Context: an optimization exercise on an open-source flow, tuned for small area and few clock cycles. The choices shown serve that exercise and are no tape-out recipe.
Only simulation tests tie the RTL to the original design; equivalence was not proved.

===== flow/run.sh =====
#!/bin/bash
# synth_recipe.tcl (not shown) runs the flow's synth.tcl, then flattens the netlist and writes it again
# the make line also repeats each setting of config.mk as NAME=value (left out here)
make -C /OpenROAD-flow-scripts/flow DESIGN_CONFIG=/design/flow/config.mk WORK_HOME=/design/flow/orfs CLKGATE_MAP_FILE= SYNTH_SCRIPT=/design/flow/synth_recipe.tcl finish

===== flow/config.mk =====
export PLATFORM = sky130hd
export DESIGN_NAME = drygascon
export DESIGN_NICKNAME = drygascon
export VERILOG_FILES = /design/flow/design.v
export SDC_FILE = /design/flow/constraint.sdc
export NUM_CORES = 4
export LEC_CHECK = 0
export CAP_MARGIN = 20
export CORE_MARGIN = 2
export CORE_UTILIZATION = 40
export SLEW_MARGIN = 20

===== flow/constraint.sdc =====
create_clock -name core_clock -period 10.0 [get_ports {clk}]
set_input_delay 2.0000 -clock core_clock [delete_from_list [all_inputs] [get_ports {clk}]]
set_output_delay 2.0000 -clock core_clock [all_outputs]
set_load 0.01 [all_outputs]

===== flow/design.v =====
function [32-1:0] swap_endian32;
    input [32-1:0] a;
    integer i;
    for (i=0; i<32/8; i=i+1) begin
        swap_endian32[i*8 +: 8] = a[32-8*(i+1) +: 8];
    end
endfunction
function [63:0] swap_endian64;
    input [63:0] a;
    integer i;
    for (i=0; i<64/8; i=i+1) begin
        swap_endian64[i*8 +: 8] = a[64-8*(i+1) +: 8];
    end
endfunction
function [128-1:0] swap_endian128;
    input [128-1:0] a;
    integer i;
    for (i=0; i<128/8; i=i+1) begin
        swap_endian128[i*8 +: 8] = a[128-8*(i+1) +: 8];
    end
endfunction
`timescale 1ns / 1ps
`default_nettype none
module birotr(
    input wire [64-1:0] din,
    input wire [ 6-1:0] shift,
    output reg [64-1:0] out
    );
wire [32-1:0] i0 = din[0*32+:32];
wire [32-1:0] i1 = din[1*32+:32];
wire [ 6-1:0] shift2 = shift>>1;
wire [ 6-1:0] shift3 = (shift2 + 1'b1) % 6'd32;
always @* begin
    if(shift & 1'b1) begin
        out[ 0+:32] = (i1>>shift2) | (i1 << (6'd32-shift2));
        out[32+:32] = (i0>>shift3) | (i0 << (6'd32-shift3));
    end else begin
        out[ 0+:32] = (i0>>shift2) | (i0 << (6'd32-shift2));
        out[32+:32] = (i1>>shift2) | (i1 << (6'd32-shift2));
    end
end
endmodule
`timescale 1ns / 1ps
`default_nettype none
module mix32
#(
    parameter CW            = 5,     
    parameter XW32          = 4     
) (
    input  wire [64*CW-1:0]   c,
    input  wire [32*XW32-1:0] x,
    input  wire [CW*2 -1:0]   d,
    output wire [64*CW-1:0]   out
);
wire [64-1:0] cc                [0:CW-1];
wire [64-1:0] oo                [0:CW-1];
wire [2 -1:0] idx               [0:CW-1];
wire [32-1:0] xx                [0:XW32-1];
reg  [32-1:0] xw                [0:CW-1];
genvar i;
generate
    for (i=0; i<XW32; i=i+1) begin
        assign xx[i] = x[32*XW32-32*(i+1) +: 32];
    end
    for (i=0; i<CW; i=i+1) begin
        assign cc[i] = c[64*CW-64*(i+1) +: 64];
        assign out[64*CW-64*(i+1) +: 64] = oo[i];
        assign idx[i] = d[2*i +: 2];
        always@* begin
            case (idx[i])
            0: xw[i] <= xx[0];
            1: xw[i] <= xx[1];
            2: xw[i] <= xx[2];
            3: xw[i] <= xx[3];
            endcase
        end
        assign oo[i] = cc[i] ^ {xw[i], 32*{1'b0}};
    end
endgenerate
endmodule
`timescale 1ns / 1ps
`default_nettype none
module gascon_round
#(
    parameter NW              = 5      
) (
    input  wire [64*NW-1:0] din,
    input  wire [4    -1:0] round,
    output wire [64*NW-1:0] out
);
 function [32-1:0] swap_endian32;
    input [32-1:0] a;
    integer i;
    for (i=0; i<32/8; i=i+1) begin
        swap_endian32[i*8 +: 8] = a[32-8*(i+1) +: 8];
    end
endfunction
function [63:0] swap_endian64;
    input [63:0] a;
    integer i;
    for (i=0; i<64/8; i=i+1) begin
        swap_endian64[i*8 +: 8] = a[64-8*(i+1) +: 8];
    end
endfunction
function [128-1:0] swap_endian128;
    input [128-1:0] a;
    integer i;
    for (i=0; i<128/8; i=i+1) begin
        swap_endian128[i*8 +: 8] = a[128-8*(i+1) +: 8];
    end
endfunction
genvar i;
wire [7:0] round_constant;
assign round_constant = (((4'hf - round)<<4) | round);
wire [64-1:0] din_array         [0:NW-1];
wire [64-1:0] add_constant      [0:NW-1];
generate
    for (i=0; i<NW; i=i+1) begin: g_add_constant
        assign din_array[i] = swap_endian64(din[64*NW-64*(i+1) +: 64]);
        if (i == NW/2)
            assign add_constant[i] = din_array[i] ^ round_constant;
        else
            assign add_constant[i] = din_array[i];
    end
endgenerate
wire [64-1:0]  sbox_stage0  [0:NW-1];
generate
    for (i=0; i<NW; i=i+2) begin: g_sbox0
        assign sbox_stage0[i] = add_constant[i] ^ add_constant[(NW+i-1)%NW];
        if (i+1 < NW)
            assign sbox_stage0[i+1] = add_constant[i+1];
    end
endgenerate
wire [64-1:0]  t            [0:NW-1];
wire [64-1:0]  sbox_stage1  [0:NW-1];
generate    
    for (i=0; i<NW; i=i+1) begin: g_sbox1
        assign t[i]           =  (~sbox_stage0[i]) & sbox_stage0[(i+1)%NW];
        assign sbox_stage1[i] =  sbox_stage0[i] ^ t[(i+1)%NW];
    end
endgenerate
wire [64-1:0]  sbox_stage2  [0:NW-1];
generate
    for (i=0; i<NW/2+1; i=i+1) begin: g_sbox2
        assign sbox_stage2[(i*2+1)%NW] = sbox_stage1[(i*2+1)%NW] ^ sbox_stage1[i*2];
        if (i*2 < NW && i > 0)
            assign sbox_stage2[i*2] = sbox_stage1[i*2];
    end
endgenerate
wire [64-1:0]  sbox  [0:NW-1];
generate 
    for (i=0; i<NW; i=i+1) begin: g_sbox
        if (i == NW/2)
            assign sbox[i] = ~sbox_stage2[i];
        else
            assign sbox[i] = sbox_stage2[i];
    end
endgenerate
wire [6*NW -1:0]     rot_lut0 = {6'd43,6'd09,6'd53,6'd31,6'd07,6'd10,6'd01,6'd61,6'd19};
wire [6*NW -1:0]     rot_lut1 = {6'd50,6'd46,6'd58,6'd26,6'd40,6'd17,6'd06,6'd38,6'd28};
wire [64-1:0]  lin_layer_r0  [0:NW-1];
wire [64-1:0]  lin_layer_r1  [0:NW-1];
wire [64-1:0]  lin_layer     [0:NW-1];
generate
    for (i=0; i<NW; i=i+1) begin: g_linlayer
        birotr u_birotr0(.out(lin_layer_r0[i]), .din(sbox[i]), .shift(rot_lut0[i*6+:6]));
        birotr u_birotr1(.out(lin_layer_r1[i]), .din(sbox[i]), .shift(rot_lut1[i*6+:6]));
        assign lin_layer[i] =  sbox[i] ^ lin_layer_r0[i] ^ lin_layer_r1[i];
        assign out[64*NW-64*(i+1) +: 64] = swap_endian64(lin_layer[i]);
    end
endgenerate
endmodule
`timescale 1ns / 1ps
`default_nettype none
module drygascon #(
    parameter                   CCW         = 32,
    parameter                   CCWdiv8     = 4 ,
    parameter                   CCSW        = 32
) (
    input wire                  clk             ,
    input wire                  rst             ,
    input  wire [CCSW   -1:0]   key             ,
    input  wire                 key_valid       ,
    output wire                 key_ready       ,
    input  wire [CCW    -1:0]   bdi             ,
    input  wire                 bdi_valid       ,
    output wire                 bdi_ready       ,
    input  wire [CCWdiv8-1:0]   bdi_pad_loc     ,
    input  wire [CCWdiv8-1:0]   bdi_valid_bytes ,
    input  wire [3      -1:0]   bdi_size        ,
    input  wire                 bdi_eot         ,
    input  wire                 bdi_eoi         ,
    input  wire [4      -1:0]   bdi_type        ,
    input  wire                 decrypt_in      ,
    input  wire                 key_update      ,
    input  wire                 hash_in         ,
    output wire [CCW    -1:0]   bdo             ,
    output wire                 bdo_valid       ,
    input  wire                 bdo_ready       ,
    output wire [4      -1:0]   bdo_type        ,
    output wire [CCWdiv8-1:0]   bdo_valid_bytes ,
    output wire                 end_of_block    ,
    output wire                 msg_auth_valid  ,
    input  wire                 msg_auth_ready  ,
    output wire                 msg_auth
);
localparam                      SIZE_KEY                  = 256;
localparam                      SIZE_NPUB                 = 128;
localparam                      SIZE_DATA                 = 128;
localparam                      D_WIDTH                   = 10;
localparam                      DRYSPONGE_ROUNDS          = 8-1;
localparam                      DRYSPONGE_INIT_ROUNDS     = 12-1;
localparam                      DRYSPONGE_MPR_ROUNDS      = (SIZE_DATA+4+D_WIDTH)/D_WIDTH;  
localparam                      DRYSPONGE_KEYSIZE         = 16;
localparam                      DRYSPONGE_CAPACITYSIZE64  = 5;
localparam                      NW                        = DRYSPONGE_CAPACITYSIZE64;
localparam                      WIDTH_KEY                 = SIZE_KEY;
localparam                      WIDTH_DATA                = SIZE_DATA;
localparam                      WORD_KEY                  = SIZE_KEY/CCSW;
localparam                      WORD_NPUB                 = SIZE_NPUB/CCW;
localparam                      WORD_DATA                 = SIZE_DATA/CCW;
localparam                      WIDTH_C                   = 64*NW;
localparam                      WIDTH_X                   = 128;
localparam                      WIDTH_STATE               = 3;
localparam                      S_INIT                    = 0;
localparam                      S_KS                      = 1;
localparam                      S_MIX                     = 2;
localparam                      S_GASCON                  = 3;
localparam                      S_TAG_OUT                 = 4;
localparam                      S_WAIT_DATA               = 5;
localparam                      S_WAIT                    = 6;
reg         [WIDTH_C    -1:0]   cc;
reg         [WIDTH_X    -1:0]   xx;
reg         [128        -1:0]   rr;
reg         [WIDTH_STATE-1:0]   state;
reg         [WIDTH_STATE-1:0]   nstate;
reg         [4          -1:0]   rnd;
wire        [4          -1:0]   rnd_gascon;
reg                             ena_rnd;
reg                             rst_rnd;
reg                             rst_r;
reg                             ena_c;
reg                             ena_x;
reg                             ena_r;
reg         [2          -1:0]   sel_c;
reg                             sel_x;
reg                             do_mix;
reg                             sel_tag;
reg                             sel_pad;
reg                             shf_data;
localparam                      HDR_AD          = 4'b0001;
localparam                      HDR_PT          = 4'b0100;
localparam                      HDR_CT          = 4'b0101;
localparam                      HDR_HASH_MSG    = 4'b0111;
localparam                      HDR_TAG         = 4'b1000;
localparam                      HDR_HASH_VALUE  = 4'b1001;
localparam                      HDR_KEY         = 4'b1100;
localparam                      HDR_NPUB        = 4'b1101;
localparam                      S_DI_INIT       = 0;
localparam                      S_DI_KEYCHK     = 1;
localparam                      S_DI_LDKEY      = 2;
localparam                      S_DI_LD         = 3;
localparam                      S_DI_PAD_FULL   = 4;
localparam                      S_DI_PAD        = 5;
localparam                      S_DI_WAIT       = 6;
reg         [4          -1:0]   st_di;
reg         [4          -1:0]   nst_di;
reg         [WIDTH_KEY  -1:0]   r_key;
reg         [WIDTH_DATA -1:0]   r_data;
reg         [4          -1:0]   r_bdi_type;
reg                             r_bdi_eot;
reg                             r_bdi_eoi;
reg                             r_is_msg;
reg         [CCWdiv8    -1:0]   r_bdi_valid_bytes;
reg         [16         -1:0]   r_bdi_valid_bytes_all;  
reg                             r_decrypt_in;
reg                             r_hash_in;
reg                             r_msg_decrypt;
reg                             r_msg_hash;
reg         [4          -1:0]   cnt_di;
reg                             rst_cnt_di;
reg                             ena_cnt_di;
reg                             bdi_rdy;
reg                             key_rdy;
reg                             ena_key;
reg                             ena_data;
reg                             ld_dec_data;
wire                            data_rdy;
reg                             data_vld;
localparam                      S_DO_WAIT       = 0;
localparam                      S_DO_OUT        = 1;
localparam                      S_DO_MSGAUTH    = 2;
reg         [2          -1:0]   st_do;
reg         [2          -1:0]   nst_do;
reg                             ena_dout;
wire                                pad;
wire                                final_domain;
reg         [2              -1:0]   domain;
wire        [4              -1:0]   dsinfo;
wire        [WIDTH_DATA     -1:0]   data_sel;
wire        [WIDTH_DATA     -1:0]   dout;
wire        [D_WIDTH        -1:0]   dd;
wire        [WIDTH_C        -1:0]   gascon_in;
wire        [WIDTH_C        -1:0]   gascon_out;
wire        [WIDTH_C        -1:0]   mix_out;
wire        [128            -1:0]   accu_out;
wire        [128            -1:0]   dec_data;
 function [32-1:0] swap_endian32;
    input [32-1:0] a;
    integer i;
    for (i=0; i<32/8; i=i+1) begin
        swap_endian32[i*8 +: 8] = a[32-8*(i+1) +: 8];
    end
endfunction
function [63:0] swap_endian64;
    input [63:0] a;
    integer i;
    for (i=0; i<64/8; i=i+1) begin
        swap_endian64[i*8 +: 8] = a[64-8*(i+1) +: 8];
    end
endfunction
function [128-1:0] swap_endian128;
    input [128-1:0] a;
    integer i;
    for (i=0; i<128/8; i=i+1) begin
        swap_endian128[i*8 +: 8] = a[128-8*(i+1) +: 8];
    end
endfunction
assign pad          = ~r_bdi_valid_bytes_all[0];
assign final_domain = r_bdi_eoi;
always @(*) begin      
    case(r_bdi_type)
        HDR_NPUB:     domain <= 1;
        HDR_HASH_MSG: domain <= 2;
        HDR_AD  :     domain <= 2;
        default:      domain <= 3;
    endcase
end
assign dsinfo       = (r_bdi_eot) ? {domain, final_domain, pad} : 0;
genvar i;
assign dec_data = r_data ^ swap_endian128((state == S_WAIT_DATA) ? rr : accu_out);
generate
    for (i=0; i<WIDTH_DATA/8; i=i+1) begin : gen_data_sel
        assign data_sel[WIDTH_DATA-(i+1)*8 +: 8] =
            (r_bdi_valid_bytes_all[i] & r_is_msg & r_decrypt_in) ?
            dec_data[WIDTH_DATA-(i+1)*8 +: 8] :
            r_data[WIDTH_DATA-(i+1)*8 +: 8];
    end
endgenerate
assign dd = r_data[0*D_WIDTH +: D_WIDTH];
mix32        u_mix32(.out(mix_out), .c(cc), .x(xx), .d(dd));
assign gascon_in  = (do_mix) ? mix_out : cc;
assign rnd_gascon = (do_mix) ?       0 : rnd;
gascon_round u_gascon_round(.out(gascon_out), .din(gascon_in), .round(rnd_gascon));
wire [128-1:0] accu_p1;
wire [128-1:0] accu_p2;
assign accu_p1  = gascon_out[WIDTH_C-WIDTH_DATA +: WIDTH_DATA];           
assign accu_p2  = {gascon_out[WIDTH_C-2*WIDTH_DATA +: WIDTH_DATA-32],     
                   gascon_out[WIDTH_C-WIDTH_DATA-32 +: 32]};
assign accu_out = accu_p1 ^ accu_p2 ^ rr;
assign dout     = swap_endian128(r_data) ^ rr;
reg         [WIDTH_DATA     -1:0]   r_dout;
reg         [2              -1:0]   r_dout_words;
reg         [CCWdiv8        -1:0]   r_dout_bytes;
reg                                 r_dout_end;
reg         [4              -1:0]   r_gascon_rounds;
reg                                 r_msg_auth;
reg                                 data_end;
reg         [2              -1:0]   data_size;
reg                                 dout_vld;
wire                                dout_rdy;
reg                                 flag_tag_check;
reg                                 r_flag_squeeze;
always @(posedge clk) begin
    if (rst)
        state <= S_INIT;
    else
        state <= nstate;
    if (rst_rnd)
        rnd <= 0;
    else if (ena_rnd)
        rnd <= rnd+1;
    if (ena_c) begin
        case (sel_c)
            0: cc <= gascon_out;
            1: cc <= mix_out;
            2: cc <= {r_key[WIDTH_KEY-DRYSPONGE_KEYSIZE*8 +: DRYSPONGE_KEYSIZE*8],
                      r_key[WIDTH_KEY-DRYSPONGE_KEYSIZE*8 +: DRYSPONGE_KEYSIZE*8],
                      r_key[WIDTH_KEY-64 +: 64]};
            3: cc <= {{128'h243F6A8885A308D313198A2E03707344},
                      {128'h243F6A8885A308D313198A2E03707344},
                      { 64'h243F6A8885A308D3}};
            default: cc <= 0;  
        endcase
    end
    if (rst_r)
        rr <= 0;
    else if (ena_r)
        rr <= accu_out;
    if (ena_x) begin
        case (sel_x)
            0: xx <= r_key[WIDTH_KEY-DRYSPONGE_KEYSIZE*8-WIDTH_X +: WIDTH_X];
            1: xx <= {128'hA4093822299F31D0082EFA98EC4E6C89};    
        endcase
    end
    if (data_vld) begin
        data_end  <= final_domain;
    end
    if (dout_vld && dout_rdy) begin
        r_dout       <= (sel_tag) ? rr : dout;
        r_dout_words <= (r_msg_hash | sel_tag) ? 3 : data_size;
        r_dout_bytes <= (sel_tag) ? {4'b1111} : r_bdi_valid_bytes;
        r_dout_end   <= (r_msg_hash) ?
                            r_flag_squeeze : (r_is_msg) ? r_bdi_eot : data_end;
    end else if (ena_dout) begin
        r_dout <= r_dout << CCW;
        r_dout_words <= r_dout_words - 1;
    end
    if (state == S_MIX)
        r_gascon_rounds <= (do_mix && (r_bdi_type == HDR_NPUB)) ? DRYSPONGE_INIT_ROUNDS : DRYSPONGE_ROUNDS;
    if (state == S_INIT) begin
        r_msg_decrypt   <= r_decrypt_in;
        r_msg_hash      <= r_hash_in;
    end
    if (flag_tag_check)
        r_msg_auth <= (rr == swap_endian128(r_data)) ? 1:0;
    if (state == S_INIT)
        r_flag_squeeze <= 0;
    else if ((state == S_TAG_OUT) & dout_vld)
        r_flag_squeeze <= 1;
end
always @(*)
begin
    nstate      <= state;
    rst_rnd     <= 0;
    ena_rnd     <= 0;
    ena_r       <= 0;
    rst_r       <= 0;
    ena_c       <= 0;
    ena_x       <= 0;
    sel_c       <= 0;
    sel_x       <= 0;
    ld_dec_data <= 0;
    data_vld    <= 0;
    do_mix      <= 0;
    dout_vld    <= 0;
    shf_data    <= 0;
    flag_tag_check <= 0;
    sel_tag  <= 0;
    case(state)
    S_INIT: begin        
        rst_rnd <= 1;
        rst_r   <= 1;
        if (data_rdy)
            nstate  <= S_KS;
    end
    S_KS: begin
        ena_c  <= 1;
        sel_c  <= (r_hash_in) ? 3:2;
        ena_x <= 1;
        sel_x <= (r_hash_in) ? 1:0;
        nstate <= S_MIX;
    end
    S_MIX: begin
        do_mix <= 1;
        if (data_rdy & (!r_is_msg | dout_rdy | (rnd != 0))) begin
            if (r_is_msg && (rnd == 0))
                dout_vld <= 1;
            ena_c <= 1;
            if (rnd < DRYSPONGE_MPR_ROUNDS-1) begin
                ena_rnd <= 1;
                shf_data <= 1;
            end else begin
                data_vld <= 1;
                sel_c   <= 1;
                rst_rnd <= 1;
                rst_r   <= 1;
                nstate  <= S_GASCON;
            end
        end
    end
    S_GASCON: begin
        ena_c <= 1;
        ena_r <= 1;
        if (rnd < r_gascon_rounds-1) begin
            ena_rnd <= 1;
        end else begin
            rst_rnd <= 1;
            if (data_end) begin
                nstate <= S_TAG_OUT;
            end else if (data_rdy) begin
                if (r_is_msg & r_decrypt_in) begin
                    ld_dec_data <= 1;
                    rst_r       <= 1;  
                end
                nstate <= S_MIX;
            end else begin
                nstate <= S_WAIT_DATA;
            end
        end
    end
    S_TAG_OUT: begin
        sel_tag <= 1;
        if (r_msg_hash & dout_rdy) begin
            dout_vld <= 1;
            if (r_flag_squeeze) begin
                nstate <= S_INIT;
            end else begin
                rst_r  <= 1;
                nstate <= S_GASCON;  
            end
        end else if (!r_msg_decrypt & dout_rdy) begin     
            dout_vld    <= 1;
            nstate      <= S_INIT;
        end else if (r_msg_decrypt & data_rdy & dout_rdy) begin
            flag_tag_check <= 1;
            data_vld    <= 1;
            nstate      <= S_INIT;
        end
    end
    S_WAIT_DATA: begin
        if (data_rdy) begin
            if (r_is_msg & r_decrypt_in) begin
                ld_dec_data <= 1;
                rst_r       <= 1;
            end
            nstate <= S_MIX;
        end
    end
    default: begin   
    end
    endcase
end  
reg                sel_full_pad;
wire [CCW    -1:0] bdi_pad;
wire [CCWdiv8-1:0] vbytes_sel;
wire [CCWdiv8-1:0] bdi_pad_loc_sel;
assign key_ready       = key_rdy;
assign bdi_ready       = bdi_rdy;
assign data_rdy        = (st_di == S_DI_WAIT) ? 1:0;
assign vbytes_sel      = (sel_pad) ? 0 : bdi_valid_bytes;
assign bdi_pad_loc_sel = (sel_pad) ? ((sel_full_pad) ? {4'b1000} : 0) : bdi_pad_loc;
generate
    for (i=0; i<CCWdiv8; i=i+1) begin : gen_pad_lock_sel
        assign bdi_pad[CCW-8*(i+1) +: 8] =
            bdi_pad_loc_sel[CCWdiv8-(i+1)] ? 1 : (bdi[CCW-8*(i+1) +: 8] & {8{vbytes_sel[CCWdiv8-(i+1)]}});
    end
endgenerate
always @(posedge clk) begin
    if (rst_cnt_di) begin
        cnt_di <= 0;
    end else if (ena_cnt_di) begin
        cnt_di <= cnt_di + 1;
    end
    if (ld_dec_data) begin
        r_data   <= data_sel;
    end else if (ena_data) begin
        r_data   <= {swap_endian32(bdi_pad), r_data[WIDTH_DATA-1:CCW]};
    end else if (shf_data) begin
        if (rnd == 0)
            r_data  <= {6'b0, dsinfo, r_data[WIDTH_DATA-1:10]};
        else
            r_data  <= {10'b0, r_data[WIDTH_DATA-1:10]};
    end
    if (ena_data) begin
        r_bdi_valid_bytes_all <= {r_bdi_valid_bytes_all[11:0], vbytes_sel};
        if (!sel_pad | (bdi_rdy & bdi_valid_bytes[3]))
            data_size <= cnt_di;
    end
    if (bdi_rdy)
        r_is_msg <= (bdi_type == HDR_PT || bdi_type == HDR_CT) ? 1:0;
    if (st_di == S_DI_LD && ena_data) begin
        r_bdi_type          <= bdi_type;
        r_bdi_eoi           <= bdi_eoi;
        r_bdi_eot           <= bdi_eot;
        r_bdi_valid_bytes   <= bdi_valid_bytes;
        r_decrypt_in        <= decrypt_in;
        r_hash_in           <= hash_in;
    end
    if (ena_key)
        r_key <= {r_key[WIDTH_KEY-CCSW-1:0], key};
    if (rst)
        st_di <= S_DI_INIT;
    else
        st_di <= nst_di;
end
always @ (*)
begin
    nst_di       <= st_di;
    rst_cnt_di   <= 0;
    ena_cnt_di   <= 0;
    ena_key      <= 0;
    ena_data     <= 0;
    bdi_rdy      <= 0;
    key_rdy      <= 0;
    sel_pad      <= 0;
    sel_full_pad <= 0;
    case (st_di)
    S_DI_INIT: begin        
        rst_cnt_di <= 1;
        if ((bdi_valid || key_valid) && (st_do == S_DO_WAIT))
            nst_di  <= S_DI_KEYCHK;
    end
    S_DI_KEYCHK: begin
        if (!key_update && bdi_valid)
            nst_di <= S_DI_LD;
        else
            nst_di <= S_DI_LDKEY;
    end
    S_DI_LDKEY: begin
        key_rdy <= 1;
        if (key_valid) begin
            ena_key    <= 1;
            ena_cnt_di <= 1;
            if (cnt_di == WORD_KEY-1) begin
                nst_di     <= S_DI_LD;
                rst_cnt_di <= 1;
            end
        end
    end
    S_DI_LD: begin
        if (bdi_valid) begin
            ena_data   <= 1;
            bdi_rdy    <= 1;
            if (cnt_di == WORD_DATA-1)
                nst_di <= S_DI_WAIT;
            else if (bdi_valid_bytes[0]) begin
                if (bdi_eot)
                    nst_di <= S_DI_PAD_FULL;
                ena_cnt_di <= 1;
            end else begin
                ena_cnt_di  <= 1;
                nst_di <= S_DI_PAD;
            end
        end
    end
    S_DI_PAD_FULL: begin
        sel_full_pad <= 1;
        sel_pad    <= 1;
        ena_cnt_di <= 1;
        ena_data   <= 1;
        if (cnt_di == WORD_DATA-1)
            nst_di <= S_DI_WAIT;
        else
            nst_di <= S_DI_PAD;
    end
    S_DI_PAD: begin
        sel_pad    <= 1;
        ena_cnt_di <= 1;
        ena_data   <= 1;
        if (cnt_di == WORD_DATA-1)
            nst_di <= S_DI_WAIT;
    end
    S_DI_WAIT: begin
        if (data_vld) begin
            rst_cnt_di <= 1;
            if ((r_bdi_eoi & !r_decrypt_in)
                || (r_bdi_type == HDR_TAG)
                || (r_bdi_eot & (r_bdi_type == HDR_HASH_MSG)))
                nst_di <= S_DI_INIT;
            else
                nst_di <= S_DI_LD;
        end
    end
    endcase
end
reg  msg_auth_vld;
reg  bdo_vld;
wire last;
assign bdo             = r_dout[128-32 +: 32];
assign bdo_valid       = bdo_vld;
assign bdo_type        = "XXXX";  
assign bdo_valid_bytes = (r_dout_end && (r_dout_words == 0)) ? r_dout_bytes : {4'hF} ;
assign end_of_block    = last;
assign msg_auth_valid  = msg_auth_vld;
assign msg_auth        = r_msg_auth;
assign last            = (r_dout_end && (r_dout_words == 0)) ? 1:0;
always @(posedge clk) begin
    if (rst)
        st_do <= S_DO_WAIT;
    else
        st_do <= nst_do;
end
assign dout_rdy = (st_do == S_DO_WAIT) ? 1:0;
always @(*) begin
    nst_do <= st_do;
    ena_dout <= 0;
    msg_auth_vld <= 0;
    bdo_vld  <= 0;
    case (st_do)
    S_DO_WAIT: begin
        if (flag_tag_check)
            nst_do <= S_DO_MSGAUTH;
        else if (dout_vld)
            nst_do <= S_DO_OUT;
    end
    S_DO_OUT: begin
        bdo_vld <= 1;
        if (bdo_ready) begin
            ena_dout <= 1;
            if (r_dout_words == 0)
                nst_do <= S_DO_WAIT;
        end
    end
    S_DO_MSGAUTH: begin
        msg_auth_vld <= 1;
        if (msg_auth_ready)
            nst_do <= S_DO_WAIT;
    end
    endcase
end
endmodule

==> images/layer_met1.png <==
Bar = 100 um.
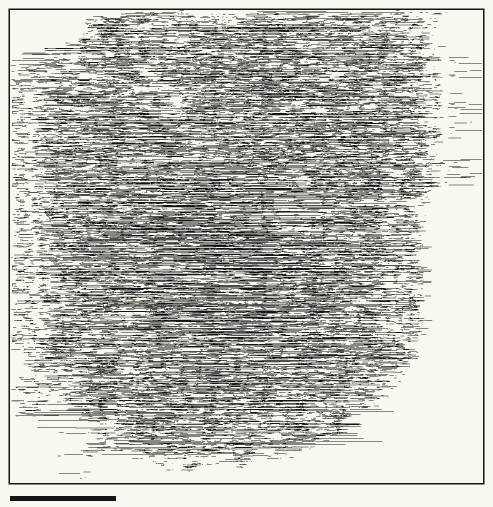
The longest straight run is 126 um. 7,007 nets have wire on it.

==> results list <==
- Status: timing/DRC/antenna clean
- Registers with the highest flip-flop counts: cc: 320 flops, r_key: 256 flops
- The count of pins over their slew limit was 0.
- In the routed design, unresolved DRC markers number 0.
- Fill cells in the final layout number 18,381.
* Postcts setup bufs: 0
- Once detailed placement completed, the half-perimeter wirelength came to 249,000 um.
- Before CTS, the worst setup slack after placement is 3640 ps.
* GRT busiest layer: met2
* Max Buffers Root-to-Sink: 3
- Tracing the worst setup path back leads to its startpoint at state[1].
* Non-Filler Cell Area, Final: 87,700 um^2
* Worst reg2reg path startpoint: state[1]
- Buffers outside the clock class: 270
- Total clock buffers created by CTS: 138
- The multi-input combinational cells in the finished layout cover a total of 43,700 um^2.
* Proportion of cell area occupied by multi-input gates: 49.9%
* Number of maximum-capacitance constraint violations: 0
- Count of input and output buffers: 128
- Number of cells traversed by the worst hold path: 0
- Post-CTS repair changed the size of 0 cells.
* Number of synthesized flops with an enable pin: 1,004
- Non-clock buffers, area share: 2.86%
- Crit path capture: r_data[58]
- The library cells used most frequently in the layout, excluding fill and tap cells, are 1,032 x sky130_fd_sc_hd__nand2_1, 1,006 x sky130_fd_sc_hd__xnor2_1, 1,004 x sky130_fd_sc_hd__edfxtp_1.
- Excluding fillers, the count of instances in the completed layout stands at 9,858.
- Sequential portion of the cell area: 37.7%
- The clock arrives with 51.8 ps of skew.
* Horizontal die dimension: 448 um
* Period utilization: 65.1%
* Setup TNS: 0 ps
- STA classifies the critical path endpoint as a register.
- Synthesis handed over a netlist of 7,070 instances.
- Met3 Routed Length: 34,300 um
- Std-Cell Rows: 163
- TritonCTS built the clock tree.
- For this configuration, the core starts out at a cell density of 40.1%.
- The design has 1,149 sequential cells.
- The count of nets left with antenna violations once routing finished came out at 0.
- The library cell used most frequently in the layout, excluding fill and tap cells, is sky130_fd_sc_hd__nand2_1.
- Post-synthesis xor/xnor area fraction: 28.0%
- Most frequent cell on the critical path: sky130_fd_sc_hd__xor2_1
- Met1 track demand over resource: 43.9%
- Before antenna repair, the detailed router went through 7 iterations.
* Syn Area/Cell: 11.2 um^2
- For flop-to-flop paths, the worst setup slack is 3490 ps.
* Slew headroom: 10.9%
- In the final routing, the length of wire on met1 measures 132,000 um.
- Register area: 33,100 um^2
- In this run the cell area measured after placement is 83,100 um^2.
- During I/O placement, the number of pins put on the boundary was 136.
- For this block, the initial DRC count from the detailed router was 8,551.
* WP buf/inv: 3
- For this run, the leading register cell type out of synthesis is sky130_fd_sc_hd__edfxtp_1.
- The number of antenna diodes in the final layout is 16.
- By area, the combinational part of the netlist is dominated by XOR/XNOR gates.
* Final weighted congestion in routability-driven placement: 1.09
* Library cell with the largest summed area after synthesis: sky130_fd_sc_hd__edfxtp_1
* Share of the yosys chip area belonging to registers: 41.9%
- Via count of the first global-routing pass: 53,530
* N_taps: 2,640
* Adder-cell share of the synthesized area: 2.05%
* Count leader, synth: sky130_fd_sc_hd__nand2_1
- Synthesis-to-finish area growth: 11.1%
* Dominant delay contributor by cell family on the critical path: XOR/XNOR gates
- Global routing used 31.7% of the available tracks.
* Crit path launch type: register
- Multi-input combinational cell count: 5,378
* Sum of met2 wire segment lengths after detailed routing: 135,000 um
- After layout, the inverter instance count without clock inverters stands at 153.
* Count of distinct cell types in the synthesized netlist: 93
- Register containing the most flip-flops in the final layout: cc
- In the post-route analysis, the smallest setup slack over all paths is 3490 ps.
- Count of endpoints failing setup in the final report: 0
- Max stage delay cell, worst path: sky130_fd_sc_hd__xor2_1
- For this run the aggregate overflow at the end of global routing stands at 0.
- Number of vias per cell: 5.91
- Clock tree synthesis selected as its root buffer the cell sky130_fd_sc_hd__clkbuf_16.
- Peak clock frequency supported by timing: 154 MHz
* Ranking of synthesized cells by instance count: 1,040 x sky130_fd_sc_hd__nand2_1, 1,022 x sky130_fd_sc_hd__xnor2_1, 1,004 x sky130_fd_sc_hd__edfxtp_1
Testbench counts, summed over its fixed seeds: cycles 32,551.
==> images/layer_met2.png <==
Bar = 100 um.
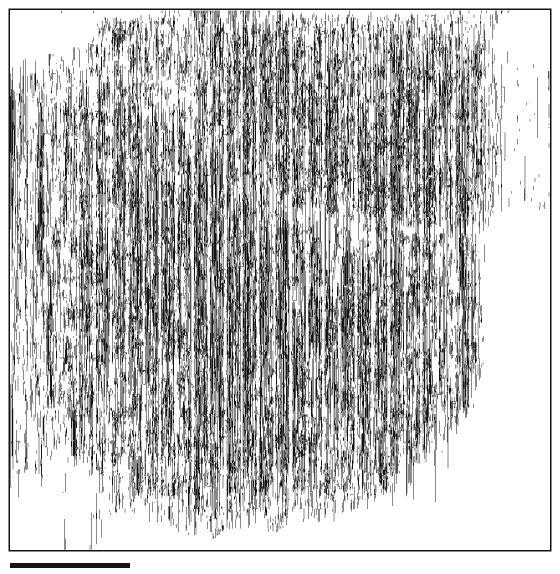
6,227 nets have wire on it. The layer carries 135 mm of wire.
number of vias after detailed routing: 58,292
final wirelength: 323,000 um
met2 demand-to-capacity share in global routing: 45.5%

[afterwards: timing with drivers on the ports]
The flow's constraints put no driver on any port. The routed layout listed below was extracted and timed again, unchanged, in two steps. Step 1: set_driving_cell puts a clkbuf_16 on clk and a buf_2 on each other input, an assumption about the parent block. Step 2 moves the port delays by t, midway between the first and last clock arrival at a register: inputs arrive t later, outputs are due t later. That takes back most of the time a late clock gives input paths. a / b / c = ideal ports / drivers / drivers and shift; a / b = the first two.
t, ns: 0.927
slack for setup (ns): 3.488 / 3.488 / 3.488
worst setup path at the end: register to register
After both steps this run still meets setup and hold. For this run, drivers alone change the setup slack by 0.000 ns; drivers and shift together by 0.000 ns.
